This design comes from an exercise in tuning for small area on the open sky130 flow, not from production work. Only the layout flow was run in this run; the RTL was not checked for function there. Power figures rest on the tool's default switching activity, not on a simulated workload.

==> design/flow/design.v <==
module axi_lite_if #(
    parameter ADDR_WIDTH = 4,
    parameter DATA_WIDTH = 32
)(
    input  wire                     S_AXI_ACLK,
    input  wire                     S_AXI_ARESETN,
    input  wire [ADDR_WIDTH-1:0]    S_AXI_AWADDR,
    input  wire [2:0]               S_AXI_AWPROT,    
    input  wire                     S_AXI_AWVALID,
    output reg                      S_AXI_AWREADY,
    input  wire [DATA_WIDTH-1:0]    S_AXI_WDATA,
    input  wire [DATA_WIDTH/8-1:0]  S_AXI_WSTRB,     
    input  wire                     S_AXI_WVALID,
    output reg                      S_AXI_WREADY,
    output reg  [1:0]               S_AXI_BRESP,
    output reg                      S_AXI_BVALID,
    input  wire                     S_AXI_BREADY,
    input  wire [ADDR_WIDTH-1:0]    S_AXI_ARADDR,
    input  wire [2:0]               S_AXI_ARPROT,    
    input  wire                     S_AXI_ARVALID,
    output reg                      S_AXI_ARREADY,
    output reg  [DATA_WIDTH-1:0]    S_AXI_RDATA,
    output reg  [1:0]               S_AXI_RRESP,
    output reg                      S_AXI_RVALID,
    input  wire                     S_AXI_RREADY,
    output reg                      reg_wr_en,
    output reg  [ADDR_WIDTH-1:0]    reg_wr_addr,
    output reg  [DATA_WIDTH-1:0]    reg_wr_data,
    output reg  [DATA_WIDTH/8-1:0]  reg_wr_strb,
    output reg                      reg_rd_en,
    output reg  [ADDR_WIDTH-1:0]    reg_rd_addr,
    input  wire [DATA_WIDTH-1:0]    reg_rd_data,
    input  wire                     reg_rd_valid
);
    localparam [1:0] RESP_OKAY   = 2'b00;   
    localparam [1:0] RESP_EXOKAY = 2'b01;   
    localparam [1:0] RESP_SLVERR = 2'b10;   
    localparam [1:0] RESP_DECERR = 2'b11;   
    localparam [2:0] W_IDLE    = 3'b000;
    localparam [2:0] W_ADDR    = 3'b001;
    localparam [2:0] W_DATA    = 3'b010;
    localparam [2:0] W_BOTH    = 3'b011;
    localparam [2:0] W_RESP    = 3'b100;
    reg [2:0] write_state;
    localparam [1:0] R_IDLE    = 2'b00;
    localparam [1:0] R_ADDR    = 2'b01;
    localparam [1:0] R_DATA    = 2'b10;
    reg [1:0] read_state;
    reg [ADDR_WIDTH-1:0] wr_addr_captured;
    reg [DATA_WIDTH-1:0] wr_data_captured;
    reg [DATA_WIDTH/8-1:0] wr_strb_captured;
    always @(posedge S_AXI_ACLK or negedge S_AXI_ARESETN) begin
        if (!S_AXI_ARESETN) begin
            write_state      <= W_IDLE;
            S_AXI_AWREADY    <= 1'b0;
            S_AXI_WREADY     <= 1'b0;
            S_AXI_BVALID     <= 1'b0;
            S_AXI_BRESP      <= RESP_OKAY;
            reg_wr_en        <= 1'b0;
            reg_wr_addr      <= {ADDR_WIDTH{1'b0}};
            reg_wr_data      <= {DATA_WIDTH{1'b0}};
            reg_wr_strb      <= {DATA_WIDTH/8{1'b0}};
            wr_addr_captured <= {ADDR_WIDTH{1'b0}};
            wr_data_captured <= {DATA_WIDTH{1'b0}};
            wr_strb_captured <= {DATA_WIDTH/8{1'b0}};
        end else begin
            reg_wr_en <= 1'b0;
            case (write_state)
                W_IDLE: begin
                    S_AXI_AWREADY <= 1'b1;   
                    S_AXI_WREADY  <= 1'b1;   
                    S_AXI_BVALID  <= 1'b0;
                    if (S_AXI_AWVALID && S_AXI_WVALID) begin
                        wr_addr_captured <= S_AXI_AWADDR;
                        wr_data_captured <= S_AXI_WDATA;
                        wr_strb_captured <= S_AXI_WSTRB;
                        S_AXI_AWREADY    <= 1'b0;
                        S_AXI_WREADY     <= 1'b0;
                        write_state      <= W_BOTH;
                    end else if (S_AXI_AWVALID) begin
                        wr_addr_captured <= S_AXI_AWADDR;
                        S_AXI_AWREADY    <= 1'b0;
                        write_state      <= W_ADDR;
                    end else if (S_AXI_WVALID) begin
                        wr_data_captured <= S_AXI_WDATA;
                        wr_strb_captured <= S_AXI_WSTRB;
                        S_AXI_WREADY     <= 1'b0;
                        write_state      <= W_DATA;
                    end
                end
                W_ADDR: begin
                    S_AXI_WREADY <= 1'b1;
                    if (S_AXI_WVALID) begin
                        wr_data_captured <= S_AXI_WDATA;
                        wr_strb_captured <= S_AXI_WSTRB;
                        S_AXI_WREADY     <= 1'b0;
                        write_state      <= W_BOTH;
                    end
                end
                W_DATA: begin
                    S_AXI_AWREADY <= 1'b1;
                    if (S_AXI_AWVALID) begin
                        wr_addr_captured <= S_AXI_AWADDR;
                        S_AXI_AWREADY    <= 1'b0;
                        write_state      <= W_BOTH;
                    end
                end
                W_BOTH: begin
                    reg_wr_en   <= 1'b1;
                    reg_wr_addr <= wr_addr_captured;
                    reg_wr_data <= wr_data_captured;
                    reg_wr_strb <= wr_strb_captured;
                    S_AXI_BVALID <= 1'b1;
                    S_AXI_BRESP  <= RESP_OKAY;
                    write_state  <= W_RESP;
                end
                W_RESP: begin
                    if (S_AXI_BREADY) begin
                        S_AXI_BVALID <= 1'b0;
                        write_state  <= W_IDLE;
                    end
                end
                default: begin
                    write_state <= W_IDLE;
                end
            endcase
        end
    end
    always @(posedge S_AXI_ACLK or negedge S_AXI_ARESETN) begin
        if (!S_AXI_ARESETN) begin
            read_state    <= R_IDLE;
            S_AXI_ARREADY <= 1'b0;
            S_AXI_RVALID  <= 1'b0;
            S_AXI_RDATA   <= {DATA_WIDTH{1'b0}};
            S_AXI_RRESP   <= RESP_OKAY;
            reg_rd_en     <= 1'b0;
            reg_rd_addr   <= {ADDR_WIDTH{1'b0}};
        end else begin
            reg_rd_en <= 1'b0;
            case (read_state)
                R_IDLE: begin
                    S_AXI_ARREADY <= 1'b1;   
                    S_AXI_RVALID  <= 1'b0;
                    if (S_AXI_ARVALID) begin
                        reg_rd_addr   <= S_AXI_ARADDR;
                        reg_rd_en     <= 1'b1;
                        S_AXI_ARREADY <= 1'b0;
                        read_state    <= R_ADDR;
                    end
                end
                R_ADDR: begin
                    if (reg_rd_valid) begin
                        S_AXI_RDATA  <= reg_rd_data;
                        S_AXI_RRESP  <= RESP_OKAY;
                        S_AXI_RVALID <= 1'b1;
                        read_state   <= R_DATA;
                    end
                end
                R_DATA: begin
                    if (S_AXI_RREADY) begin
                        S_AXI_RVALID <= 1'b0;
                        read_state   <= R_IDLE;
                    end
                end
                default: begin
                    read_state <= R_IDLE;
                end
            endcase
        end
    end
endmodule
module irq_ctrl #(
    parameter CLK_FREQ_HZ = 100_000_000,         
    parameter DEBOUNCE_MS = 20                   
) (
    input  wire  clk,
    input  wire  rst_n,
    input  wire  ext_irq_in,
    output wire  irq_pulse_out
);
    localparam integer DEBOUNCE_COUNT = (CLK_FREQ_HZ / 1000) * DEBOUNCE_MS;
    localparam integer COUNTER_WIDTH = $clog2(DEBOUNCE_COUNT + 1);
    reg [COUNTER_WIDTH-1:0] debounce_counter;
    reg                      ext_irq_sync_1;      
    reg                      ext_irq_sync_2;      
    reg                      ext_irq_stable;      
    reg                      ext_irq_d1;          
    wire                     ext_irq_posedge;     
    reg                      irq_pulse_reg;
    assign irq_pulse_out = irq_pulse_reg;
    always @(posedge clk) begin
        if (!rst_n) begin
            ext_irq_sync_1 <= 1'b0;
            ext_irq_sync_2 <= 1'b0;
        end else begin
            ext_irq_sync_1 <= ext_irq_in;       
            ext_irq_sync_2 <= ext_irq_sync_1;   
        end
    end
    always @(posedge clk) begin
        if (!rst_n) begin
            debounce_counter <= {COUNTER_WIDTH{1'b0}};
            ext_irq_stable   <= 1'b0;
        end else begin
            if (ext_irq_sync_2 != ext_irq_stable) begin
                if (debounce_counter == DEBOUNCE_COUNT[COUNTER_WIDTH-1:0]) begin
                    ext_irq_stable   <= ext_irq_sync_2;
                    debounce_counter <= {COUNTER_WIDTH{1'b0}};
                end else begin
                    debounce_counter <= debounce_counter + 1'b1;
                end
            end else begin
                debounce_counter <= {COUNTER_WIDTH{1'b0}};
            end
        end
    end
    always @(posedge clk) begin
        if (!rst_n) begin
            ext_irq_d1 <= 1'b0;
        end else begin
            ext_irq_d1 <= ext_irq_stable;
        end
    end
    assign ext_irq_posedge = ext_irq_stable & ~ext_irq_d1;
    always @(posedge clk) begin
        if (!rst_n) begin
            irq_pulse_reg <= 1'b0;
        end else begin
            irq_pulse_reg <= ext_irq_posedge;
        end
    end
endmodule
`timescale 1ns / 1ps
module led_driver #(
    parameter NUM_LEDS = 4,                      
    parameter ENABLE_PWM = 0,                    
    parameter PWM_RESOLUTION = 8,                
    parameter CLK_FREQ_HZ = 100_000_000          
) (
    input  wire                  clk,
    input  wire                  rst_n,
    input  wire [NUM_LEDS-1:0]   led_ctrl,
    input  wire [PWM_RESOLUTION-1:0] pwm_duty,
    output wire [NUM_LEDS-1:0]   LED
);
    generate
        if (ENABLE_PWM == 1) begin : gen_pwm
            localparam integer PWM_PERIOD = (1 << PWM_RESOLUTION) - 1;
            reg [PWM_RESOLUTION-1:0] pwm_counter;
            reg                       pwm_active;
            reg [NUM_LEDS-1:0]       led_out_reg;
            always @(posedge clk) begin
                if (!rst_n) begin
                    pwm_counter <= {PWM_RESOLUTION{1'b0}};
                end else begin
                    if (pwm_counter == PWM_PERIOD[PWM_RESOLUTION-1:0]) begin
                        pwm_counter <= {PWM_RESOLUTION{1'b0}};
                    end else begin
                        pwm_counter <= pwm_counter + 1'b1;
                    end
                end
            end
            always @(posedge clk) begin
                if (!rst_n) begin
                    pwm_active <= 1'b0;
                end else begin
                    pwm_active <= (pwm_counter < pwm_duty) ? 1'b1 : 1'b0;
                end
            end
            always @(posedge clk) begin
                if (!rst_n) begin
                    led_out_reg <= {NUM_LEDS{1'b0}};
                end else begin
                    led_out_reg <= led_ctrl & {NUM_LEDS{pwm_active}};
                end
            end
            assign LED = led_out_reg;
        end else begin : gen_direct
            reg [NUM_LEDS-1:0] led_out_reg;
            always @(posedge clk) begin
                if (!rst_n) begin
                    led_out_reg <= {NUM_LEDS{1'b0}};
                end else begin
                    led_out_reg <= led_ctrl;
                end
            end
            assign LED = led_out_reg;
        end
    endgenerate
endmodule
`timescale 1ns / 1ps
module reg_bank #(
    parameter ADDR_WIDTH = 4,     
    parameter DATA_WIDTH = 32     
)(
    input  wire                     clk,
    input  wire                     rst_n,
    input  wire                     wr_en,
    input  wire [ADDR_WIDTH-1:0]    wr_addr,
    input  wire [DATA_WIDTH-1:0]    wr_data,
    input  wire [DATA_WIDTH/8-1:0]  wr_strb,     
    input  wire                     rd_en,
    input  wire [ADDR_WIDTH-1:0]    rd_addr,
    output reg  [DATA_WIDTH-1:0]    rd_data,
    output reg                      rd_valid,
    output wire [7:0]               led_ctrl_reg,
    output wire [15:0]              sevenseg_data_reg,
    output wire                     irq_status_reg,
    input  wire                     irq_set
);
    reg [31:0] reg_0x00;   
    reg [31:0] reg_0x04;   
    reg [31:0] reg_0x08;   
    reg [31:0] reg_0x0C;   
    always @(posedge clk or negedge rst_n) begin
        if (!rst_n) begin
            reg_0x00 <= 32'h0;
            reg_0x04 <= 32'h0;
            reg_0x08 <= 32'h0;
            reg_0x0C <= 32'h0;
        end else begin
            if (irq_set) begin
                reg_0x08[0] <= 1'b1;
            end
            if (wr_en) begin
                case (wr_addr[3:2])   
                    2'b00: begin   
                        if (wr_strb[0]) reg_0x00[7:0]   <= wr_data[7:0];
                        if (wr_strb[1]) reg_0x00[15:8]  <= wr_data[15:8];
                        if (wr_strb[2]) reg_0x00[23:16] <= wr_data[23:16];
                        if (wr_strb[3]) reg_0x00[31:24] <= wr_data[31:24];
                    end
                    2'b01: begin   
                        if (wr_strb[0]) reg_0x04[7:0]   <= wr_data[7:0];
                        if (wr_strb[1]) reg_0x04[15:8]  <= wr_data[15:8];
                        if (wr_strb[2]) reg_0x04[23:16] <= wr_data[23:16];
                        if (wr_strb[3]) reg_0x04[31:24] <= wr_data[31:24];
                    end
                    2'b10: begin   
                        if (wr_strb[0] && wr_data[0]) begin
                            reg_0x08[0] <= 1'b0;   
                        end
                    end
                    2'b11: begin   
                        if (wr_strb[0]) reg_0x0C[7:0]   <= wr_data[7:0];
                        if (wr_strb[1]) reg_0x0C[15:8]  <= wr_data[15:8];
                        if (wr_strb[2]) reg_0x0C[23:16] <= wr_data[23:16];
                        if (wr_strb[3]) reg_0x0C[31:24] <= wr_data[31:24];
                    end
                endcase
            end
        end
    end
    always @(posedge clk or negedge rst_n) begin
        if (!rst_n) begin
            rd_data  <= 32'h0;
            rd_valid <= 1'b0;
        end else begin
            rd_valid <= rd_en;   
            if (rd_en) begin
                case (rd_addr[3:2])   
                    2'b00:   rd_data <= reg_0x00;   
                    2'b01:   rd_data <= reg_0x04;   
                    2'b10:   rd_data <= reg_0x08;   
                    2'b11:   rd_data <= reg_0x0C;   
                    default: rd_data <= 32'hDEADBEEF;   
                endcase
            end
        end
    end
    assign led_ctrl_reg       = reg_0x00[7:0];    
    assign sevenseg_data_reg  = reg_0x04[15:0];   
    assign irq_status_reg     = reg_0x08[0];      
endmodule
module sevenseg_mux #(
    parameter CLK_FREQ_HZ = 100_000_000,         
    parameter REFRESH_RATE_HZ = 1000             
) (
    input  wire        clk,
    input  wire        rst_n,
    input  wire [15:0] seg_data,
    output wire [6:0]  seg_cathode,   
    output wire [3:0]  seg_anode      
);
    localparam integer COUNTER_MAX = CLK_FREQ_HZ / (REFRESH_RATE_HZ * 4) - 1;
    localparam integer COUNTER_WIDTH = $clog2(COUNTER_MAX + 1);
    reg [COUNTER_WIDTH-1:0] counter_reg;
    reg [1:0]               digit_sel_reg;       
    reg [3:0]               current_digit;       
    reg [6:0]               seg_cathode_reg;
    reg [3:0]               seg_anode_reg;
    assign seg_cathode = seg_cathode_reg;
    assign seg_anode   = seg_anode_reg;
    always @(posedge clk) begin
        if (!rst_n) begin
            counter_reg   <= {COUNTER_WIDTH{1'b0}};
            digit_sel_reg <= 2'b00;
        end else begin
            if (counter_reg == COUNTER_MAX[COUNTER_WIDTH-1:0]) begin
                counter_reg   <= {COUNTER_WIDTH{1'b0}};
                digit_sel_reg <= digit_sel_reg + 2'b01;
            end else begin
                counter_reg   <= counter_reg + 1'b1;
            end
        end
    end
    always @(*) begin
        case (digit_sel_reg)
            2'b00:   current_digit = seg_data[3:0];     
            2'b01:   current_digit = seg_data[7:4];     
            2'b10:   current_digit = seg_data[11:8];    
            2'b11:   current_digit = seg_data[15:12];   
            default: current_digit = 4'h0;
        endcase
    end
    always @(*) begin
        case (current_digit)
            4'h0: seg_cathode_reg = 7'b1000000;   
            4'h1: seg_cathode_reg = 7'b1111001;   
            4'h2: seg_cathode_reg = 7'b0100100;   
            4'h3: seg_cathode_reg = 7'b0110000;   
            4'h4: seg_cathode_reg = 7'b0011001;   
            4'h5: seg_cathode_reg = 7'b0010010;   
            4'h6: seg_cathode_reg = 7'b0000010;   
            4'h7: seg_cathode_reg = 7'b1111000;   
            4'h8: seg_cathode_reg = 7'b0000000;   
            4'h9: seg_cathode_reg = 7'b0010000;   
            4'hA: seg_cathode_reg = 7'b0001000;   
            4'hB: seg_cathode_reg = 7'b0000011;   
            4'hC: seg_cathode_reg = 7'b1000110;   
            4'hD: seg_cathode_reg = 7'b0100001;   
            4'hE: seg_cathode_reg = 7'b0000110;   
            4'hF: seg_cathode_reg = 7'b0001110;   
            default: seg_cathode_reg = 7'b1111111;   
        endcase
    end
    always @(*) begin
        case (digit_sel_reg)
            2'b00:   seg_anode_reg = 4'b1110;   
            2'b01:   seg_anode_reg = 4'b1101;   
            2'b10:   seg_anode_reg = 4'b1011;   
            2'b11:   seg_anode_reg = 4'b0111;   
            default: seg_anode_reg = 4'b1111;   
        endcase
    end
endmodule
module axi_lite_slave #(
    parameter ADDR_WIDTH = 4,                    
    parameter DATA_WIDTH = 32,                   
    parameter CLK_FREQ_HZ = 100_000_000,         
    parameter NUM_LEDS = 4                       
) (
    input  wire                     S_AXI_ACLK,
    input  wire                     S_AXI_ARESETN,
    input  wire [ADDR_WIDTH-1:0]    S_AXI_AWADDR,
    input  wire [2:0]               S_AXI_AWPROT,
    input  wire                     S_AXI_AWVALID,
    output wire                     S_AXI_AWREADY,
    input  wire [DATA_WIDTH-1:0]    S_AXI_WDATA,
    input  wire [DATA_WIDTH/8-1:0]  S_AXI_WSTRB,
    input  wire                     S_AXI_WVALID,
    output wire                     S_AXI_WREADY,
    output wire [1:0]               S_AXI_BRESP,
    output wire                     S_AXI_BVALID,
    input  wire                     S_AXI_BREADY,
    input  wire [ADDR_WIDTH-1:0]    S_AXI_ARADDR,
    input  wire [2:0]               S_AXI_ARPROT,
    input  wire                     S_AXI_ARVALID,
    output wire                     S_AXI_ARREADY,
    output wire [DATA_WIDTH-1:0]    S_AXI_RDATA,
    output wire [1:0]               S_AXI_RRESP,
    output wire                     S_AXI_RVALID,
    input  wire                     S_AXI_RREADY,
    output wire [NUM_LEDS-1:0]      LED,
    output wire [6:0]               SEG_CATHODE,
    output wire [3:0]               SEG_ANODE,
    output wire                     IRQ_OUT,
    input  wire                     EXT_IRQ_IN
);
    wire                     reg_wr_en;
    wire [ADDR_WIDTH-1:0]    reg_wr_addr;
    wire [DATA_WIDTH-1:0]    reg_wr_data;
    wire [DATA_WIDTH/8-1:0]  reg_wr_strb;
    wire                     reg_rd_en;
    wire [ADDR_WIDTH-1:0]    reg_rd_addr;
    wire [DATA_WIDTH-1:0]    reg_rd_data;
    wire                     reg_rd_valid;
    wire [7:0]               led_ctrl_reg;
    wire [15:0]              sevenseg_data_reg;
    wire                     irq_status_reg;
    wire                     irq_pulse;
    axi_lite_if #(
        .ADDR_WIDTH(ADDR_WIDTH),
        .DATA_WIDTH(DATA_WIDTH)
    ) u_axi_if (
        .S_AXI_ACLK     (S_AXI_ACLK),
        .S_AXI_ARESETN  (S_AXI_ARESETN),
        .S_AXI_AWADDR   (S_AXI_AWADDR),
        .S_AXI_AWPROT   (S_AXI_AWPROT),
        .S_AXI_AWVALID  (S_AXI_AWVALID),
        .S_AXI_AWREADY  (S_AXI_AWREADY),
        .S_AXI_WDATA    (S_AXI_WDATA),
        .S_AXI_WSTRB    (S_AXI_WSTRB),
        .S_AXI_WVALID   (S_AXI_WVALID),
        .S_AXI_WREADY   (S_AXI_WREADY),
        .S_AXI_BRESP    (S_AXI_BRESP),
        .S_AXI_BVALID   (S_AXI_BVALID),
        .S_AXI_BREADY   (S_AXI_BREADY),
        .S_AXI_ARADDR   (S_AXI_ARADDR),
        .S_AXI_ARPROT   (S_AXI_ARPROT),
        .S_AXI_ARVALID  (S_AXI_ARVALID),
        .S_AXI_ARREADY  (S_AXI_ARREADY),
        .S_AXI_RDATA    (S_AXI_RDATA),
        .S_AXI_RRESP    (S_AXI_RRESP),
        .S_AXI_RVALID   (S_AXI_RVALID),
        .S_AXI_RREADY   (S_AXI_RREADY),
        .reg_wr_en      (reg_wr_en),
        .reg_wr_addr    (reg_wr_addr),
        .reg_wr_data    (reg_wr_data),
        .reg_wr_strb    (reg_wr_strb),
        .reg_rd_en      (reg_rd_en),
        .reg_rd_addr    (reg_rd_addr),
        .reg_rd_data    (reg_rd_data),
        .reg_rd_valid   (reg_rd_valid)
    );
    reg_bank #(
        .ADDR_WIDTH(ADDR_WIDTH),
        .DATA_WIDTH(DATA_WIDTH)
    ) u_reg_bank (
        .clk                (S_AXI_ACLK),
        .rst_n              (S_AXI_ARESETN),
        .wr_en              (reg_wr_en),
        .wr_addr            (reg_wr_addr),
        .wr_data            (reg_wr_data),
        .wr_strb            (reg_wr_strb),
        .rd_en              (reg_rd_en),
        .rd_addr            (reg_rd_addr),
        .rd_data            (reg_rd_data),
        .rd_valid           (reg_rd_valid),
        .led_ctrl_reg       (led_ctrl_reg),
        .sevenseg_data_reg  (sevenseg_data_reg),
        .irq_status_reg     (irq_status_reg),
        .irq_set            (irq_pulse)
    );
    led_driver #(
        .NUM_LEDS       (NUM_LEDS),
        .ENABLE_PWM     (0),                     
        .PWM_RESOLUTION (8),
        .CLK_FREQ_HZ    (CLK_FREQ_HZ)
    ) u_led_driver (
        .clk            (S_AXI_ACLK),
        .rst_n          (S_AXI_ARESETN),
        .led_ctrl       (led_ctrl_reg[NUM_LEDS-1:0]),
        .pwm_duty       (8'd128),                
        .LED            (LED)
    );
    sevenseg_mux #(
        .CLK_FREQ_HZ      (CLK_FREQ_HZ),
        .REFRESH_RATE_HZ  (1000)                 
    ) u_sevenseg_mux (
        .clk              (S_AXI_ACLK),
        .rst_n            (S_AXI_ARESETN),
        .seg_data         (sevenseg_data_reg),
        .seg_cathode      (SEG_CATHODE),
        .seg_anode        (SEG_ANODE)
    );
    irq_ctrl #(
        .CLK_FREQ_HZ  (CLK_FREQ_HZ),
        .DEBOUNCE_MS  (20)                       
    ) u_irq_ctrl (
        .clk            (S_AXI_ACLK),
        .rst_n          (S_AXI_ARESETN),
        .ext_irq_in     (EXT_IRQ_IN),
        .irq_pulse_out  (irq_pulse)
    );
    assign IRQ_OUT = irq_status_reg;
endmodule
==> design/flow/run.sh <==
#!/bin/bash
# synth_recipe.tcl (not shown) runs the flow's synth.tcl, then flattens the netlist and writes it again
# the make line also repeats each setting of config.mk as NAME=value (left out here)
make -C /OpenROAD-flow-scripts/flow DESIGN_CONFIG=/design/flow/config.mk WORK_HOME=/design/flow/orfs CLKGATE_MAP_FILE= SYNTH_SCRIPT=/design/flow/synth_recipe.tcl finish
==> design/flow/config.mk <==
export PLATFORM = sky130hd
export DESIGN_NAME = axi_lite_slave
export DESIGN_NICKNAME = axi_lite_slave
export VERILOG_FILES = /design/flow/design.v
export SDC_FILE = /design/flow/constraint.sdc
export NUM_CORES = 4
export LEC_CHECK = 0
export CAP_MARGIN = 20
export CORE_MARGIN = 2
export CORE_UTILIZATION = 40
export SLEW_MARGIN = 20
==> design/flow/constraint.sdc <==
create_clock -name core_clock -period 10.0 [get_ports {S_AXI_ACLK}]
set_input_delay 2.0000 -clock core_clock [delete_from_list [all_inputs] [get_ports {S_AXI_ACLK}]]
set_output_delay 2.0000 -clock core_clock [all_outputs]
set_load 0.01 [all_outputs]
Figure 1. Nets reached from selected ports.
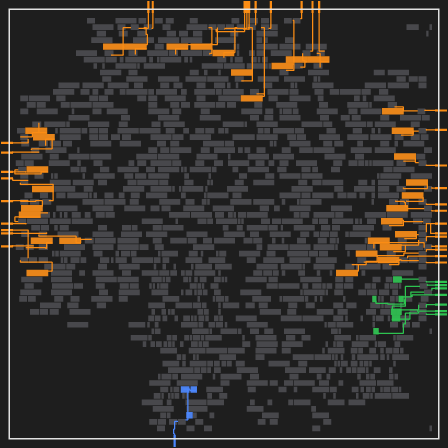
Key: `S_AXI_AWVALID` = blue [direction input, end cells 3, buffers 1, wire 29.8 um]; `S_AXI_RDATA` = orange [direction output, end cells 32, buffers 32, wire 854 um]; `SEG_CATHODE` = green [direction output, end cells 7, buffers 7, wire 147 um]

Figure 2. Metal layers overlaid.
The bar under the picture is 50 um long. Only two layers are drawn.
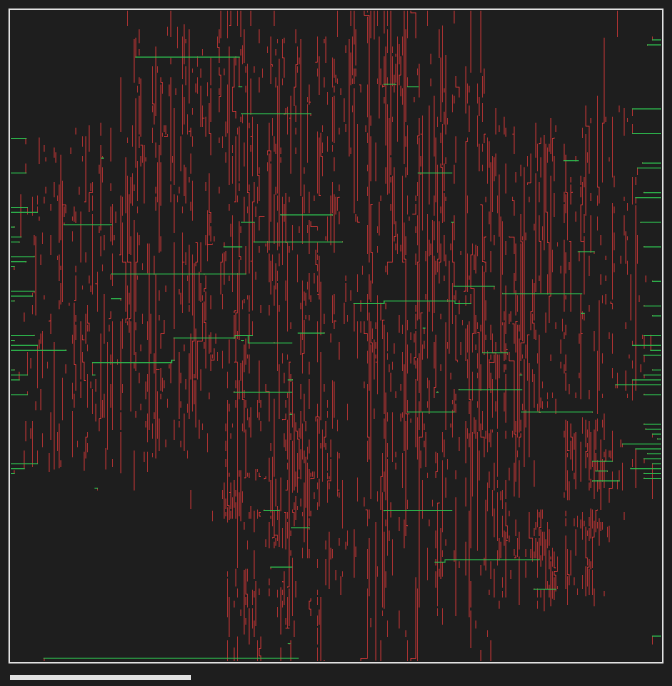
Key: metal 3 = green [wire length 810 um]; metal 2 = red [wire length 11400 um]

==> run notes <==
status=finished clean; GRT met3 Usage=approximately 2.5%; DR WL met2=11.4 mm; clkbuf count=slightly above 50; Max-Cap Viols=0; multi-input logic area=between 0.004 and 0.005 mm^2; multi-input combinational area share=32.5%; H-tree Lvls=2; Non-Filler Instances=1483; Pwr Density=303 mW/mm^2; IO Count=115; CP max-delay cell=clkdlybuf4s50_1; P_leak=0.00632 uW; clk pwr=1210 uW; most frequent cells in the layout=dfrtp_1, mux2_2, clkdlybuf4s50_1; CP cell instances=inv_1 -> ha_1 -> a22oi_1 -> nand2_1 -> mux2i_1 -> inv_1 -> ha_1 -> or3_1 -> o21ai_0 -> clkdlybuf4s50_1; sequential share of the synthesized area=roughly three fifths; # nets final=1133; CTS Sinks=299; Post-Route M1 WL=around 12 mm; Register Area=0.00725 mm^2; Avg Cell Area, Syn=12.9 um^2; final WL=24.8 mm; total CTS buffers=34; Non-clk bufs=111; die area=0.0324 mm^2; seq_cells=299; peak supply drop=0.000141 V; Die X=between 150 and 200 um; Worst Setup EP=SEG_CATHODE[4]; P_seq=2040 uW; area leader, netlist=dfrtp_1; Total GRT Usage=15.5%; xor-xnor portion of the synthesized cell area=between 1.5 and 2%; DP Area=~0.014 mm^2; part of the power in combinational logic=between 20% and 30%; CP peak stage delay=between 500 and 600 ps; Crit path max-delay family=buffers and inverters; Post-CTS Setup Inserts=0; Core ar.=0.0305 mm^2; worst-path fanout max=5; routed vias/inst=5.12; Switch Pwr=1350 uW; PostCTS Resize Cnt=0; global route overflow=0; final setup margin=4620 ps; initial antenna violation count=1; Pre-antenna DRT Iters=5; Post-synth EDFFs=0; row count=64; Worst Tran Pin Value=a little under 1000 ps; cells on worst reg2reg path=4; Synth Instances=959; met2 usage=around a quarter; post-synthesis adder-cell area fraction=1.31%; mux share of post-synthesis cell area=23.0%; area share of the leading cell type in the synthesized netlist=between 50% and 60%; post-synthesis compound-gate area fraction=5.54%; Mapped Area=0.0124 mm^2; via count=about 7600; Comb group=around 1300 uW; Die H=180 um; IO buf count=100; WP data required=8000 ps; Synth cell types=50; Setup crit end kind=output port; switch share=29.8%; invs w/o clock=30; Pwr top=registers; Clock Latency Late Sink=500 ps; Multi-input comb cells=586; Seq/total area=48.6%; Tap Cells=a little under 400; Crit path depth=10; unrepaired setup endpoints after global routing=no; clk buf depth=3; Synth Flop Type=dfrtp_1; period utilization=between 50% and 60%; clock share of power=between 20% and 30%; Layout area overhead=20.4%; simple-gate share of the synthesized area=7.39%; FF-to-FF Start=u_axi_if.reg_rd_addr[3]$_DFFE_PN0P_; clk root buf=clkbuf_16; Clock Skew=16.7 ps; dpl cells=1422; Antenna Cells=0; # DRC=0; Top class by area=flip-flops and latches; main combinational cell family by area after synthesis=multiplexers; met3 routed WL=809 um; fin util=48.9%; vias in the first global route=7750; Top Metal Used=met4; first-pass GRT wire length=between 40 and 50 mm; synthesized flop and latch total=299; # fillers=approximately 2700; Final GP Congestion=0.794; CTS tree=yes; Worst R2R Setup Slack=approximately 7600 ps; Slew headroom=35.0%; Final Hold Fails=0; Final TNS setup=0 ps; clock slew at reported path FFs=60 ps; dpl hpwl=16.0 mm; GR Layer Usage met1=between 20% and 30%; reg-to-reg critical path endpoint=u_reg_bank.rd_data[28]$_DFFE_PN0P_; Signal buf overhead=7.30%; Hold EP=u_irq_ctrl.irq_pulse_reg$_SDFF_PN0_; Yosys Warn Count=5; Worst Setup SP=u_sevenseg_mux.digit_sel_reg[1]$_SDFFE_PN0N_; crit start category=flip-flop; Antenna Nets Post-Route=0; Pwr Total=approximately 4500 uW; commonest non-fill, non-tap cell in the layout=dfrtp_1; Fmax achieved=about 0.19 GHz; most common cell in the netlist=dfrtp_1; post-DR wirelength/cell=16.7 um; Initial Util=about two fifths; hold path cells=1; Place WS=5140 ps; WP buf/inv=3; final non-filler cell area=around 0.015 mm^2; hold buffer count at CTS=0; Fin Hold WS=about 390 ps; ranking of synthesized cells by area=dfrtp_1, mux2_2, dfxtp_1, nor2_1, a22oi_1; Post-synth ARST share=84.3%; fin. max-slew vios=0; crit path kind=reg -> out
Figure 3. Close-up of the layout.
Region (80, 80) to (100, 100) um. Cells in grey, sequential cells in the stronger grey; small squares are vias.
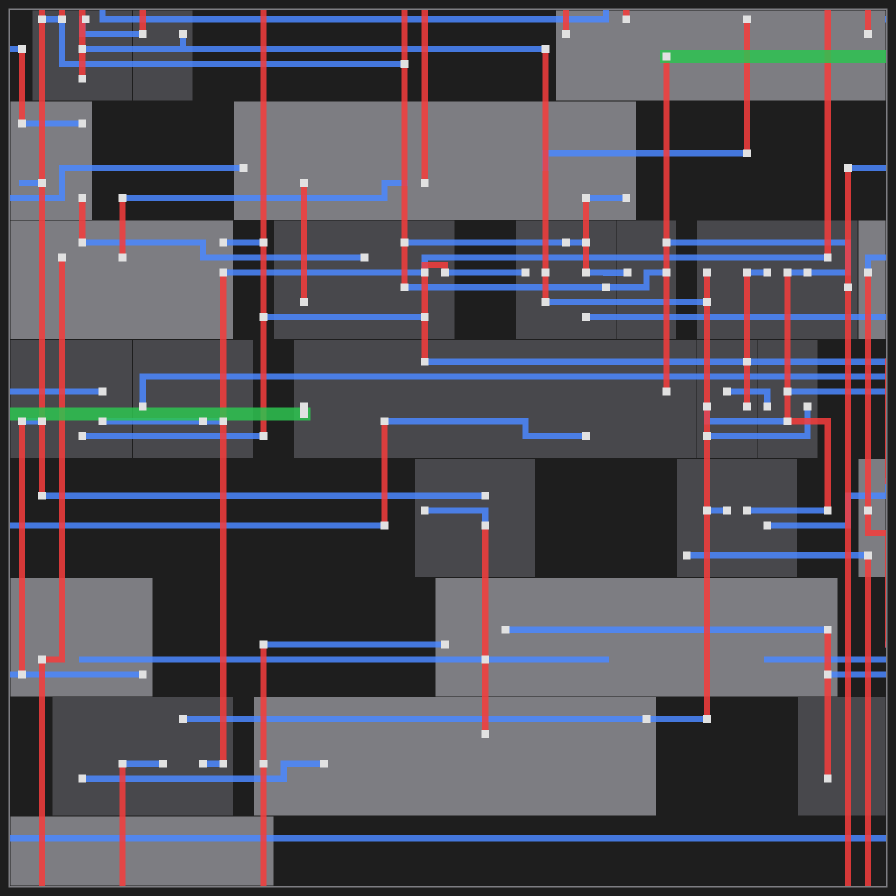
Key: metal 3 = green; metal 1 = blue; metal 2 = red
Netlist names of flops here include `u_axi_if.reg_wr_addr` (2). Most frequent: dfrtp_1 (6), mux2_2 (3). 20 logic cells have their middle in the window. Sequential cells in the window: 6.

Figure 4. Routed clock nets over the placement.
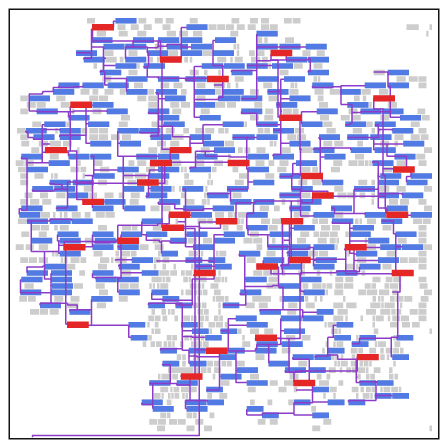
Key: clock drivers = red [count 34]; flip-flops = blue [count 299]; clock wires = purple [length 3730 um]
Position of the flops: widely spread. There are 35 routed clock nets.

re-timing with driven ports:
No port has a modelled driver above. Below, the same layout with a new extraction and two added sets of constraints. Step 1 sets driving cells, clkbuf_16 on the clock port and buf_2 on the other inputs (assumed; they add their load-dependent delay and slew). Step 2, shift: input delay + t, output delay - t, t = (earliest + latest rising clock arrival at the registers) / 2. This alone moves slack from input paths to output paths. a / b / c = ideal ports / drivers / drivers and shift; a / b = the first two.
t (ns): 0.542
slack for setup (ns): 4.620 / 4.574 / 5.116
slew at the worst register clock pin (ns): 0.06 / 0.06
After both steps this run still meets setup and hold. The setup slack of this run moves by -0.046 ns with the drivers and by +0.496 ns with both steps.
